From an optimization exercise on the open Yosys and OpenROAD flow, aimed at small area and a short achievable clock period; shortcuts taken in it are not production practice.
Only simulation tests tie the RTL to the original design; equivalence was not proved.
The series may have gaps, and a smaller design here may also do less where the tests do not look.
Power figures rest on the tool's default switching activity, not on a simulated workload.

--- flow/design.v: outline only ---
// module booth_enc: 12 lines
// module booth_onen: 3 lines
// module booth_twon: 3 lines
// module booth_negc: 3 lines
// module booth_enc0: 11 lines
// module booth_xn: 7 lines
// module booth_sel: 9 lines
// module booth_sel_n: 8 lines
// module CSA: 10 lines
// module HADD: 9 lines
// module CSA1: 9 lines
// module simple_Adder: 1356 lines
// module k_nand2: 1 lines
// module k_nor2: 1 lines
// module k_xor2: 1 lines
// module k_xnor2: 1 lines
// module k_inv: 1 lines
// module k_aoi21: 1 lines
// module k_oai21: 1 lines
// module k_a22o: 1 lines
// module k_and2: 1 lines
// module k_or2: 1 lines
// module wallace: 3623 lines
// module multiplierTree: 26 lines
// module regnext: 9 lines
module multiplierTree (
    input clk,
    input rst,
    input en,
    input [31:0] a,
    input [31:0] b,
    output reg [63:0] c
);
  // ...
==> flow/flow/run.sh <==
#!/bin/bash
# Standard synthesis and layout, with two changes: before placement every
# cell is set to its smallest drive (flow/downsize.tcl) so that repair sizes
# up only what timing needs, and the port buffers are buf_1 cells.
set -euo pipefail
here=$(pwd)
bash standard.sh synth > synth.log 2>&1
export POST_FLOORPLAN_TCL=$here/flow/downsize.tcl
export BUFFER_PORTS_ARGS="-buffer_cell sky130_fd_sc_hd__buf_1"
bash standard.sh finish "POST_FLOORPLAN_TCL=$POST_FLOORPLAN_TCL" "BUFFER_PORTS_ARGS=$BUFFER_PORTS_ARGS" > layout.log 2>&1
==> flow/flow/downsize.tcl <==
# Set every standard cell to the smallest drive of its function before
# placement; repair_design and repair_timing then size up what needs it.
set db [ord::get_db]
set smallest [dict create]
foreach lib [$db getLibs] {
  foreach m [$lib getMasters] {
    set n [$m getName]
    if {![regexp {^(sky130_fd_sc_hd__[a-z0-9]+)_([0-9]+)$} $n -> base drv]} { continue }
    if {[string match "*lpflow*" $n] || [string match "*probe*" $n]} { continue }
    set a [expr {[$m getWidth] * [$m getHeight]}]
    if {![dict exists $smallest $base]} {
      dict set smallest $base [list $m $a $drv]
    } else {
      lassign [dict get $smallest $base] bm ba bd
      if {$a < $ba || ($a == $ba && $drv > $bd)} {
        dict set smallest $base [list $m $a $drv]
      }
    }
  }
}
set count 0
foreach inst [[ord::get_db_block] getInsts] {
  set m [$inst getMaster]
  set n [$m getName]
  if {![regexp {^(sky130_fd_sc_hd__[a-z0-9]+)_([0-9]+)$} $n -> base drv]} { continue }
  if {[string match "*df*" $base] || [string match "*clkbuf*" $base]} { continue }
  if {![dict exists $smallest $base]} { continue }
  set sm [lindex [dict get $smallest $base] 0]
  if {[$sm getName] ne $n} {
    $inst swapMaster $sm
    incr count
  }
}
puts "downsize: swapped $count instances"
==> flow/standard.sh <==
#!/bin/bash
# synth_recipe.tcl (not shown) runs the flow's synth.tcl, then flattens the netlist and writes it again
# the make line also repeats each setting of config.mk as NAME=value (left out here)
make -C /OpenROAD-flow-scripts/flow DESIGN_CONFIG=/design/flow/config.mk WORK_HOME=/design/flow/orfs CLKGATE_MAP_FILE= SYNTH_SCRIPT=/design/flow/synth_recipe.tcl "${@:-finish}"
==> flow/config.mk <==
export PLATFORM = sky130hd
export DESIGN_NAME = multiplierTree
export DESIGN_NICKNAME = multiplierTree
export VERILOG_FILES = /design/flow/design.v
export SDC_FILE = /design/flow/constraint.sdc
export NUM_CORES = 4
export LEC_CHECK = 0
export CAP_MARGIN = 20
export CORE_MARGIN = 2
export CORE_UTILIZATION = 70
export CTS_BUF_LIST = sky130_fd_sc_hd__clkbuf_8
export SETUP_SLACK_MARGIN = 2.75
export SLEW_MARGIN = 20
export SYNTH_HIERARCHICAL = 1
==> flow/constraint.sdc <==
create_clock -name core_clock -period 9.0 [get_ports {clk}]
set_input_delay 1.8000 -clock core_clock [delete_from_list [all_inputs] [get_ports {clk}]]
set_output_delay 1.8000 -clock core_clock [all_outputs]
set_load 0.01 [all_outputs]
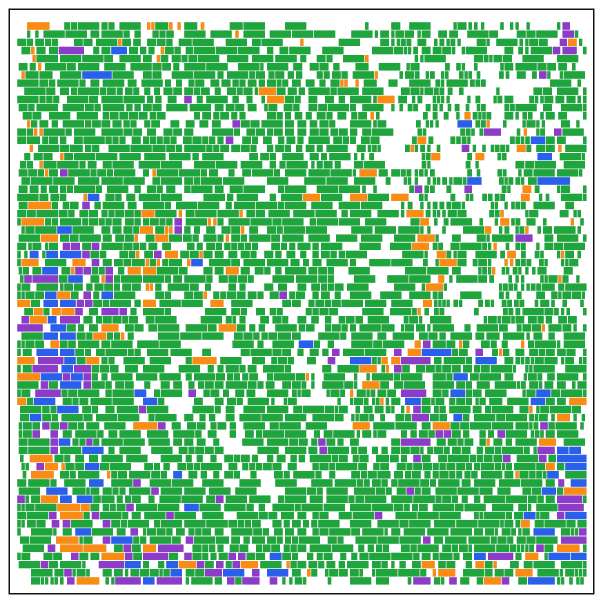
*Cells by drive strength, run 1*
Scale: 3 px per um.
size	color	cells	most used
_0 and _1 cells	green	2415	xnor2_1
_2 cells	orange	175	inv_2
_3 and _4 cells	purple	133	buf_4
_6 and larger	blue	77	buf_6

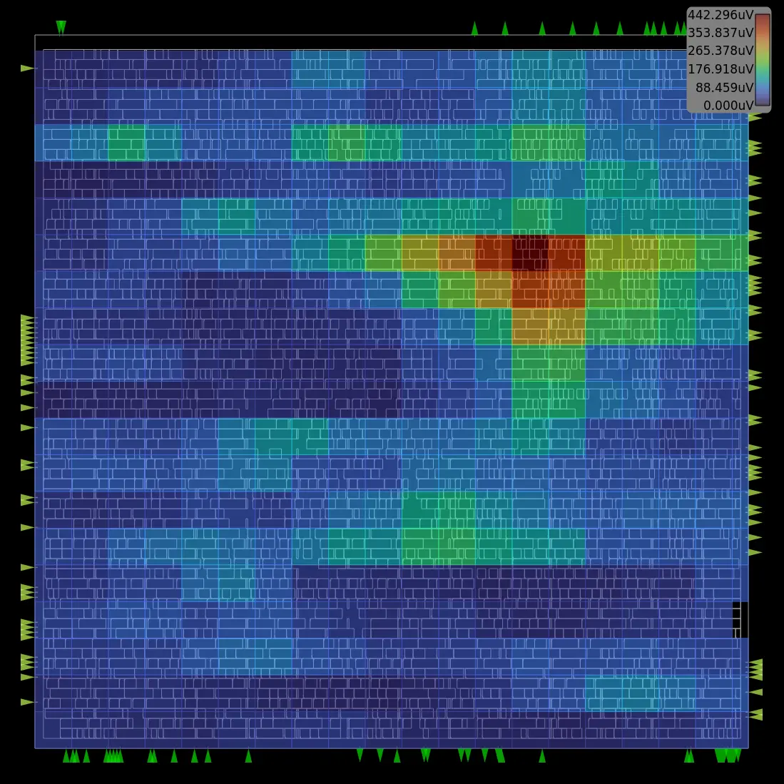
*Supply voltage drop heat map, run 1*
Net Switching: 5.91 mW
Cell Pwr Density: 365 nW/um^2
total power: 10.3 mW
internal power consumption: 4.34 mW

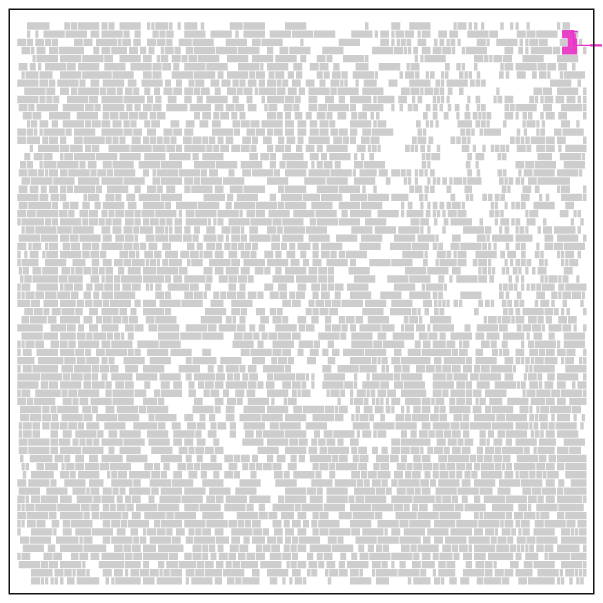
*Wires at chosen ports, followed through buffers, run 1*
Scale: 3 px per um.
port	color	bits	direction	end cells	buffers	wire
`en`	magenta	1	input	3	1	19.2 um

==> notes.md, run 1 <==
chip width around 200 um; max-slew violations 0; Sinks on Clock Net 128; GR Util met1 0.643; Largest cell class multi-input combinational cells; Clock Root Buffer clkbuf_8; largest net degree at the start of global routing 90; first-pass GRT wire length roughly 140000 um; post-placement cell area 26300 sq um; Stages on worst setup path 19; Area growth syn-to-layout 10.8%; fraction of area in registers 0.0939; most frequent CP cell fa_1; slowest stage cell, crit path fa_1; Filler Cells Inserted ~2400; top-level port count 131; P_leak roughly 10 nW; I/O Buffers 130; post-CTS setup buffer count 33; clock share of power 0.052; RSZ-0062 raised after global routing no; GR peak layer met2; fin area 28100 sq um; setup ws final 2690 ps; Residual DRC 0; highest clock rate 158 MHz; comb_multi_in 2279; Multi-input gate area approximately 22000 sq um; CTS Buf Count 17; period utilization 0.701; Die H roughly 200 um; Top power group combinational cells; sequential cell power roughly 890 uW; Post-Synthesis Cell Area 25400 sq um; Rows 69; Final Wtd Congestion 1.10; Final min period 6310 ps; status timing/DRC/antenna clean; drt wl/cell 30.5 um; HPWL Detailed between 60000 and 70000 um; final core occ 0.789; multi-input gate share of total cell area 0.788; post-cts sizing count 30; clk slew on worst S/H paths 100 ps; Final nets 3328; vias in the first global route 24200; Largest register FFs 64; CP top delay family adder cells; clk pwr 534 uW; Die ar. between 30000 and 40000 sq um; CTS H-Tree Depth 4; CP Launch Type flip-flop; DR pass1 iterations 30; tap cells approximately 460; Gate power share 0.861; number of clock buffers in the layout 17; final hold vios 0; number of routed nets with antenna violations 0; DR vias 24600; antenna violations before repair 0; NonClk Buf Share 0.0735; CP bufs+invs 1; Slew headroom 0.306; path depth of the worst reg2reg path 19; met3 usage 0.227; n_diodes 0; share of cells above drive strength 1 0.138; Via density 7.56; CP arrival 6780 ps; post-route setup TNS 0 ps; Worst Clk Skew between 30 and 40 ps; metal3 WL around 18000 um; num sequential around 130; Routed met2 length 38900 um; initial drt markers 4247; Worst Setup Path Type flip-flop to flip-flop; register area 2640 sq um; endpoints failing setup 0; CP peak stage delay 600 ps; Sw Ratio 0.577; VDD IR max about 320 uV; max_cap viols 0; cells along the critical path nor3b_1, a21oi_2, buf_12, o22ai_1, fa_1, fa_1, fa_1, fa_1, fa_1, xnor2_1, o21ai_1, a21oi_1, o21ai_1, a21oi_1, o21ai_2, a21oi_1, o21ai_1, nor2_1, xor2_1; DP Worst Slack 1870 ps; clk tree area frac 0.0132; syn_area_per_cell 9.89 sq um; register share of total power 0.087; Clock Latency Late Sink 540 ps; Hold Buf Count CTS 0; CTS tree yes; comb pwr 8.83 mW; clk buf depth 2; Req. time, crit path 9470 ps; number of non-clock buffers between 200 and 300; most common cell after layout, fill and taps aside xnor2_1; met2 global-route usage 0.719; Global Route Usage Sum 0.508
==> inputs of run 2 (changes only) <==
--- a/flow/config.mk
+++ b/flow/config.mk
@@ -8,6 +8,7 @@
 export CAP_MARGIN = 20
 export CORE_MARGIN = 2
-export CORE_UTILIZATION = 70
+export CORE_UTILIZATION = 60
 export CTS_BUF_LIST = sky130_fd_sc_hd__clkbuf_8
+export PLACE_DENSITY = 0.75
 export SETUP_SLACK_MARGIN = 2.75
 export SLEW_MARGIN = 20
==> run 2 against run 1 <==
Sequential share of layout area increased by 0.089 points; routed wire length decreased by 4.6%; critical path depth decreased by 1; clock skew is 3.8 ps higher; cell count increased by 1.7%; still clean; via count fell by 5.0%; critical endpoint unchanged.
==> notes.md, run 2 <==
cells along the critical path buf_4, xnor2_1, o22ai_1, fa_1, fa_1, fa_1, fa_1, fa_1, xnor2_2, o21ai_1, a21oi_1, o21ai_1, a21oi_1, o21ai_2, a21oi_1, o21ai_1, nor2_1, xor2_1; Final nets 3307 (-0.63%); number of routed nets with antenna violations 0 (unchanged); CP peak stage delay 750 ps (+150 ps); CTS tree yes; Clock Root Buffer clkbuf_8; Largest cell class multi-input combinational cells; max-slew violations 0 (unchanged); number of non-clock buffers 257 (-7.9%); max_cap viols 0 (unchanged); GR Util met1 0.565 (-0.0779); CP Launch Type flip-flop; register area 2650 sq um (+0.24%); Via density 7.06 (-6.6%); Die H 210 um (+7.8%); CP arrival 6660 ps (-120 ps); number of clock buffers in the layout 20 (+3); sequential cell power 899 uW (+1%); Gate power share 0.863 (+0.002); Hold Buf Count CTS 0 (unchanged); Post-Synthesis Cell Area 25400 sq um (unchanged); met3 usage 0.158 (-0.0685); Multi-input gate area 22100 sq um (-0.18%); VDD IR max 306 uV (-4.3%); chip width 210 um (+7.8%); first-pass GRT wire length 142000 um (-1.2%); antenna violations before repair 1 (+1); P_leak 10.1 nW (-1.4%); most common cell after layout, fill and taps aside xnor2_1; Final Wtd Congestion 1.04 (-5.1%); n_diodes 1 (+1); tap cells 539 (+17%); Routed met2 length 39500 um (+1.4%); status timing/DRC/antenna clean; Final min period 6160 ps (-153 ps); clk slew on worst S/H paths 80 ps (-20 ps); total power 10.1 mW (-1.0%); Slew headroom 0.352 (+0.0462); slowest stage cell, crit path dfxtp_1; final core occ 0.667 (-0.121); share of cells above drive strength 1 0.128 (-0.00966); CP bufs+invs 1 (unchanged); top-level port count 131 (unchanged); num sequential 128 (unchanged); Worst Clk Skew 40.1 ps (+3.77 ps); met2 global-route usage 0.628 (-0.0905); clk pwr 486 uW (-9.0%); fin area 27900 sq um (-0.70%); largest net degree at the start of global routing 81 (-10%); path depth of the worst reg2reg path 18 (-1); Residual DRC 0 (unchanged); RSZ-0062 raised after global routing yes; post-cts sizing count 33 (+10%); clk buf depth 2 (unchanged); Die ar. 43900 sq um (+16%); CTS Buf Count 17 (unchanged); drt wl/cell 28.6 um (-6.2%); DR vias 23400 (-5.0%); Clock Latency Late Sink 610 ps (+70 ps); final hold vios 0 (unchanged); Sw Ratio 0.575 (-0.00151); Sinks on Clock Net 128 (unchanged); endpoints failing setup 0 (unchanged); CTS H-Tree Depth 4 (unchanged); post-route setup TNS 0 ps (unchanged); most frequent CP cell fa_1; register share of total power 0.089 (+0.002); Top power group combinational cells; Filler Cells Inserted 3340 (+42%); GR peak layer met2; DP Worst Slack 1950 ps (+81.3 ps); Area growth syn-to-layout 10.1%; clk tree area frac 0.0122 (-0.000983)
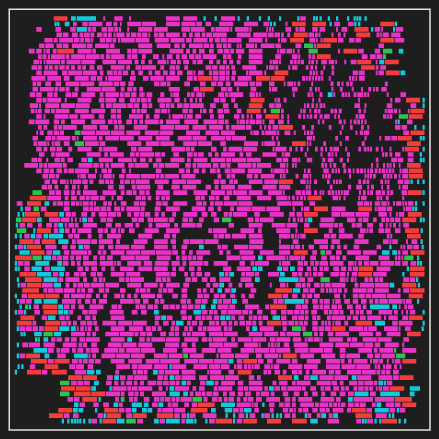
*Cell classes on the final placement, run 2*
Scale: 2 px per um.
class	color	cells
clock drivers and dummy loads	green	30
other buffers and delay cells	cyan	257
combinational and other logic	magenta	2362
flops	red	128

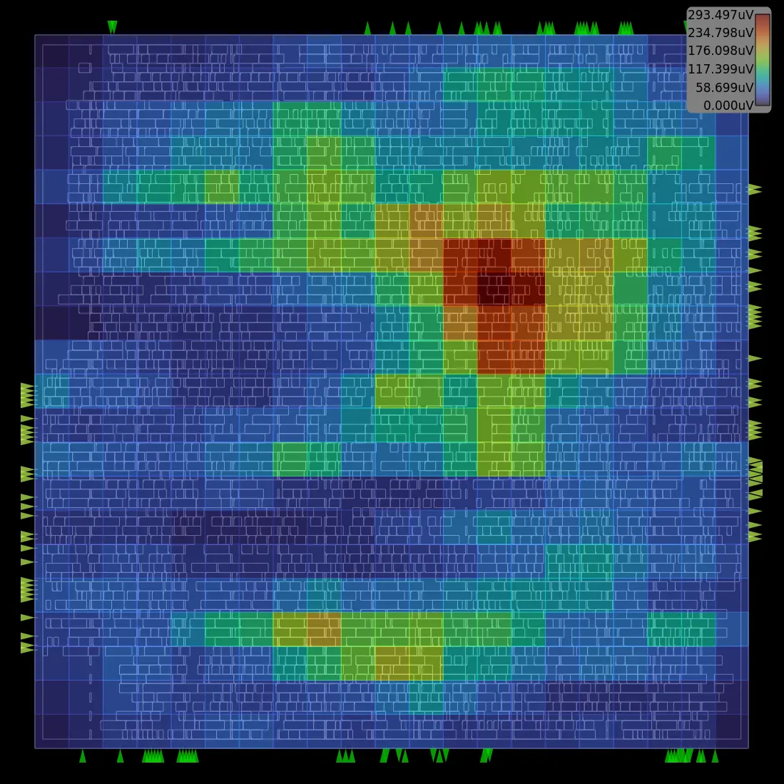
*Supply voltage drop heat map, run 2*
internal power consumption: 4.31 mW
Net Switching: 5.84 mW
Cell Pwr Density: 363 nW/um^2

## Run 3: large edit since run 2, in outline
flow/design.v: 5108 -> 5108 lines; modules unchanged: 24
  wallace: edited, 3623 -> 3623 lines
--- a/flow/config.mk
+++ b/flow/config.mk
@@ -10,6 +10,5 @@
 export CORE_UTILIZATION = 60
 export CTS_BUF_LIST = sky130_fd_sc_hd__clkbuf_8
-export PLACE_DENSITY = 0.75
-export SETUP_SLACK_MARGIN = 2.75
+export SETUP_SLACK_MARGIN = 2.6
 export SLEW_MARGIN = 20
 export SYNTH_HIERARCHICAL = 1
==> run 3 against run 2 <==
Largest cell class unchanged; synthesized cell count is the same; setup slack lost 110 ps; still clean; critical path depth is the same.
==> notes.md, run 3 <==
status timing/DRC/antenna clean; CTS tree yes; top-level port count 131 (unchanged); CTS Buf Count 17 (unchanged); Filler Cells Inserted 3564 (+6.7%); DP Worst Slack 1890 ps (-65.2 ps); most frequent CP cell fa_1; number of routed nets with antenna violations 0 (unchanged); Clock Root Buffer clkbuf_8; register share of total power 0.089 (about the same); VDD IR max 331 uV (+8.2%); Sinks on Clock Net 128 (unchanged); most common cell after layout, fill and taps aside xnor2_1; Final nets 3287 (-0.60%); Hold Buf Count CTS 0 (unchanged); share of cells above drive strength 1 0.108 (-0.0198); Net Switching 5.72 mW (-2.0%); cells along the critical path xnor2_2, buf_4, o22ai_1, fa_1, fa_1, fa_1, fa_1, fa_1, xnor2_1, nor2_1, a21oi_1, o21ai_1, a21oi_1, o21ai_1, a21oi_2, o21ai_1, nor2_1, xor2_1; Routed met2 length 39800 um (+0.89%); Residual DRC 0 (unchanged); Final min period 6270 ps (+107 ps); GR Util met1 0.600 (+0.0344); number of non-clock buffers 238 (-7.4%); total power 9.91 mW (-2.3%); register area 2610 sq um (-1.5%); CP Launch Type flip-flop; number of clock buffers in the layout 18 (-10%); Cell Pwr Density 361 nW/um^2 (-0.65%); Worst Clk Skew 33.3 ps (-6.83 ps); CP arrival 6790 ps (+130 ps); first-pass GRT wire length 144000 um (+1.1%); max-slew violations 0 (unchanged); met2 global-route usage 0.634 (+0.00584); CTS H-Tree Depth 4 (unchanged); DR vias 23100 (-1.2%); tap cells 539 (unchanged); CP bufs+invs 1 (unchanged); CP peak stage delay 590 ps (-160 ps); Die ar. 43900 sq um (unchanged); Final Wtd Congestion 1.03 (-1.3%); n_diodes 1 (unchanged); met3 usage 0.158 (-0.000299); max_cap viols 0 (unchanged); Multi-input gate area 21900 sq um (-0.76%); clk buf depth 2 (unchanged); largest net degree at the start of global routing 80 (-1.2%); final hold vios 0 (unchanged); endpoints failing setup 0 (unchanged); clk slew on worst S/H paths 80 ps (about the same); num sequential 128 (unchanged); P_leak 9.83 nW (-2.2%); Area growth syn-to-layout 8.24%; final core occ 0.656 (-0.0110); post-route setup TNS 0 ps (unchanged); Die H 210 um (unchanged); antenna violations before repair 0 (-1); internal power consumption 4.19 mW (-2.7%); Sw Ratio 0.577 (+0.00181); fin area 27500 sq um (-1.6%); RSZ-0062 raised after global routing yes; clk pwr 559 uW (+15%); GR peak layer met2; Slew headroom 0.208 (-0.144)
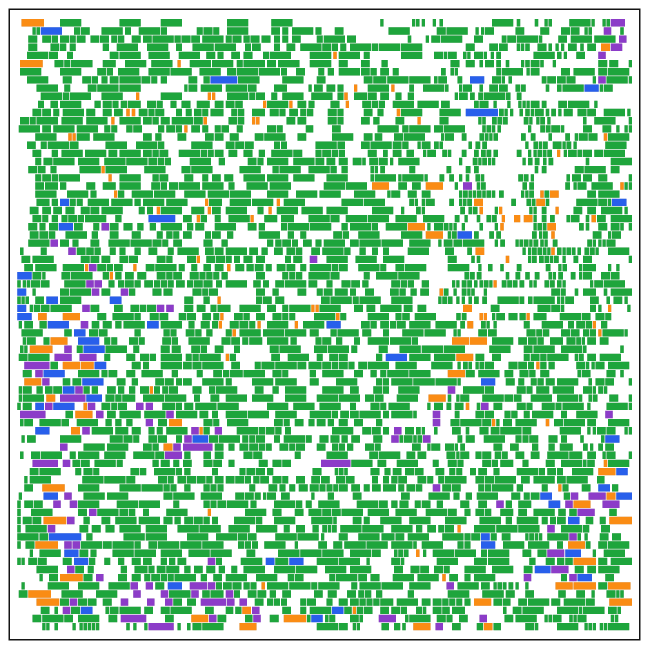
*Cells by drive strength, run 3*
Scale: 3 px per um.
size	color	cells	most used
_2 cells	orange	139	inv_2
_0 and _1 cells	green	2461	xnor2_1
_6 and larger	blue	55	clkbuf_8
_3 and _4 cells	purple	104	buf_4

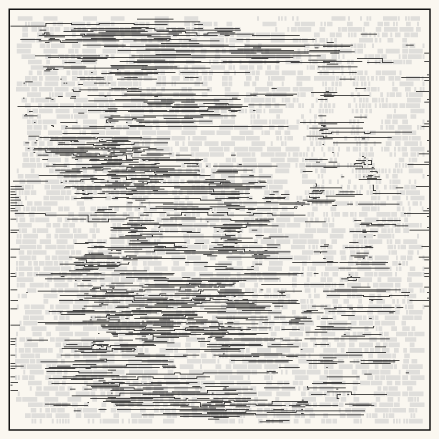
*Metal 3, run 3*
Scale: 2 px per um. Cells faint in the background.
wire length on this layer	14400 um
main direction	horizontal
share of all routed wire	15%
nets with wire on the layer	481
longest straight run	115 um

--- run 4: outline of the changes from run 3 ---
flow/design.v: 5108 -> 5150 lines; modules unchanged: 18
  booth_enc: edited, 12 -> 12 lines
  booth_negc: edited, 3 -> 8 lines
  wallace: edited, 3623 -> 3657 lines
  multiplierTree: edited, 26 -> 46 lines
  removed: booth_onen, booth_twon, booth_enc0
==> module multiplierTree as of run 4 <==
module multiplierTree (
    input clk,
    input rst,
    input en,
    input [31:0] a,
    input [31:0] b,
    output reg [63:0] c
);
reg [31:0] A;
reg [15:0] Bone;
reg [15:0] Btwo;
reg [15:0] Bneg;
wire load = en & ~rst;
wire hold = ~en & ~rst;
wire loadn = ~load;
wire [31:0] nA;
wire [15:0] one;
wire [15:0] two;
wire [15:0] neg;
wire [15:0] nBone;
wire [15:0] nBtwo;
wire [15:0] nBneg;
wire [63:0] nc;
genvar i;
generate
    for (i = 0; i < 16; i = i + 1) begin : rec
        if (i == 0)
            booth_enc e (b[1], b[0], 1'b0, one[0], two[0], neg[0]);
        else
            booth_enc e (b[2*i+1], b[2*i], b[2*i-1], one[i], two[i], neg[i]);
    end
endgenerate
regnext #(32) nxA (load, hold, a, A, nA);
regnext #(16) nxB1 (load, hold, one, Bone, nBone);
regnext #(16) nxB2 (load, hold, two, Btwo, nBtwo);
regnext #(16) nxBn (load, hold, neg, Bneg, nBneg);
always @(posedge clk)
begin
    A <= nA;
    Bone <= nBone;
    Btwo <= nBtwo;
    Bneg <= nBneg;
    c <= nc;
end
wallace M64 (A, Bone, Btwo, Bneg, load, loadn, hold, c, nc);
endmodule
==> module booth_negc as of run 4 <==
module booth_negc (
    input  neg,
    input  one,
    input  two,
    output negc
);
assign negc = neg & (one | two);
endmodule
==> module booth_enc as of run 4 <==
module booth_enc (
    input  b2,
    input  b1,
    input  b0,
    output one,
    output two,
    output neg
);
assign one = b1 ^ b0;
assign two = (b2 ^ b1) & ~(b1 ^ b0);
assign neg = b2;
endmodule
==> run 4 against run 3 <==
Count of clock-buffer cells in the layout shrank 1; still clean on timing, DRC and antenna; routed wire length grew 3.0%; synthesized cell count grew 3.5%; flip-flop and latch count grew 16; global-route usage grew 0.13 points; sequential power grew about 10%; clock skew shrank 10 ps; clock power is essentially flat; sequential share of layout area grew 1.4 points; die area grew 3.2%; combinational power shrank 42%; largest cell class unchanged.
==> notes.md, run 4 <==
status timing/DRC/antenna clean; max-slew violations 0 (unchanged); CP arrival 6820 ps (+30 ps); Worst Setup Path Type flip-flop to flip-flop; WHS Path Cells 1; total power 6.40 mW (-35%); tap cells 585 (+8.5%); Inverters excl. clock 113; CTS tree yes; Top power group combinational cells; share of cells above drive strength 1 0.0963 (-0.0118); Clock Root Buffer clkbuf_8; number of clock buffers in the layout 17 (-1); syn_area_per_cell 9.87 sq um; GR Util met1 0.597 (-0.00293); wl on met1 37600 um; slowest stage cell, crit path dfxtp_2; n_diodes 1 (unchanged); drt wl/cell 29.5 um; Routed met2 length 40200 um (+1.1%); Stages on worst setup path 19; max_cap viols 0 (unchanged); num sequential 144 (+13%); number of routed nets with antenna violations 0 (unchanged); period utilization 0.700; path depth of the worst reg2reg path 19; P_leak 9.86 nW (+0.30%); endpoints failing setup 0 (unchanged); cells along the critical path buf_4, xnor2_1, o22ai_1, ha_1, fa_1, fa_1, fa_1, fa_1, fa_1, xnor2_1, nor2_1, a21oi_1, o21ai_1, a21oi_1, o21ai_1, a21oi_1, o21ai_1, nor2_1, xor2_1; clk buf depth 2 (unchanged); largest net degree at the start of global routing 86 (+7.5%); HPWL Detailed 72500 um; CP bufs+invs 1 (unchanged); Cells after Synth 2655; post-route setup TNS 0 ps (unchanged); antenna violations before repair 2 (+2); DR pass1 iterations 6; register area 2990 sq um (+15%); Worst Path Max Fanout 9; internal power consumption 2.83 mW (-32%); clk tree area frac 0.0140; worst hold margin around 480 ps; core area roughly 43000 sq um; DP Worst Slack 1790 ps (-97.0 ps); clock share of power 0.087; HP Class flip-flop to flip-flop; Via density between 7 and 8; Final min period 6300 ps (+30.6 ps); fraction of area in registers 0.109; Die ar. 45300 sq um (+3.2%); Final nets 3302 (+0.46%); register share of total power 0.151 (+0.062); Rows between 70 and 80; CP peak stage delay 680 ps (+90 ps); RSZ-0062 raised after global routing no; chip width 213 um; Die H 213 um (+1.6%); Sw Ratio 0.558 (-0.0196); Sinks on Clock Net 144 (+13%); I/O Buffers 130; most frequent CP cell fa_1; first-pass GRT wire length 146000 um (+1.4%); commonest cells after routing, fill and taps aside 584 x xnor2_1, 511 x o22ai_1, 425 x fa_1; final cell count without fillers 3360; metal3 WL 15700 um; post-CTS setup buffer count 7; Gate power share 0.762; DR vias 23500 (+1.8%); fin area 27500 sq um (about the same); met2 global-route usage 0.612 (-0.0216); VDD IR max 211 uV (-36%); clk pwr 556 uW (about the same); final core occ 0.637 (-0.0188); final hold vios 0 (unchanged); setup slack, reg-to-reg 2700 ps; Largest cell class multi-input combinational cells; Top Layer Used met5; CP Capture Type flip-flop; GR peak layer met2; most common cell after layout, fill and taps aside xnor2_1; met3 usage 0.184 (+0.0260); number of non-clock buffers 183 (-23%); CTS Buf Count 17 (unchanged); Tightest Pin Transition 1070 ps; Net Switching 3.57 mW (-38%); Residual DRC 0 (unchanged); comb_multi_in ~2300; Slew headroom 0.284 (+0.0762); Starting Density 0.608; Overflow after GRT 0; Final Wtd Congestion 1.02 (-0.65%); multi-input gate share of total cell area 0.798; CTS H-Tree Depth 4 (unchanged); top-level port count 131 (unchanged); Multi-input gate area 21900 sq um (-0.23%); Clock Latency Late Sink 590 ps; Cell Pwr Density 233 nW/um^2 (-35%); Worst Clk Skew 22.9 ps (-10.4 ps); post-placement cell area 26600 sq um; Ys Warns 7; Hold Buf Count CTS 0 (unchanged); Area growth syn-to-layout 4.80%; CP Launch Type flip-flop; Global Route Usage Sum 0.443; clk slew on worst S/H paths 110 ps (+30 ps); vias in the first global route 23300; Filler Cells Inserted 3751 (+5.2%); setup ws final ~2700 ps; comb pwr 4.88 mW
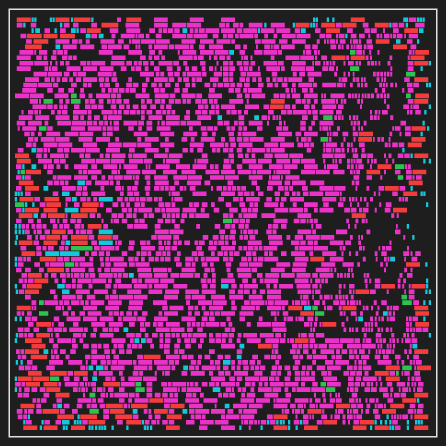
*Cell classes on the final placement, run 4*
Scale: 2 px per um.
class	color	cells
clock drivers and dummy loads	green	32
other buffers and delay cells	cyan	183
combinational and other logic	magenta	2415
flops	red	144

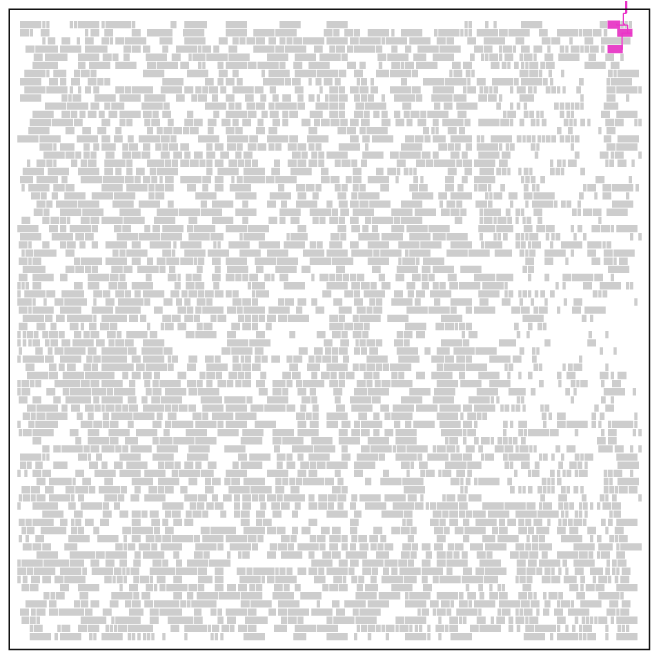
*Wires at chosen ports, followed through buffers, run 4*
Scale: 3 px per um.
port	color	bits	direction	end cells	buffers	wire
`en`	magenta	1	input	3	1	21.0 um

-- re-timing with driven ports --
No port has a modelled driver above. Below, the same layouts with a new extraction and two added sets of constraints.
Step 1 assumes that a clkbuf_16 drives the clock port and a buf_2 every other input.
Step 2 times the ports against the registers' clock, not the clock port: input delays grow and output delays shrink by t, the midpoint of the rising clock arrivals with the driver on.
a / b / c = no drivers / after step 1 / after step 2; a / b = the first two.
run	shift t [ns]	slack for setup (ns)	hold WS [ns]	worst register clock-pin slew, ns	cell pins on the clock port's net
run 1	0.585	2.689 / 2.689 / 2.689	0.472 / 0.472 / 0.472	0.12 / 0.12	1
run 2	0.644	2.842 / 2.842 / 2.842	0.466 / 0.466 / 0.466	0.11 / 0.11	1
run 3	0.650	2.734 / 2.734 / 2.734	0.473 / 0.473 / 0.473	0.11 / 0.11	1
run 4	0.643	2.703 / 2.703 / 2.703	0.479 / 0.479 / 0.479	0.11 / 0.11	1
After both steps every run listed still meets setup and hold.
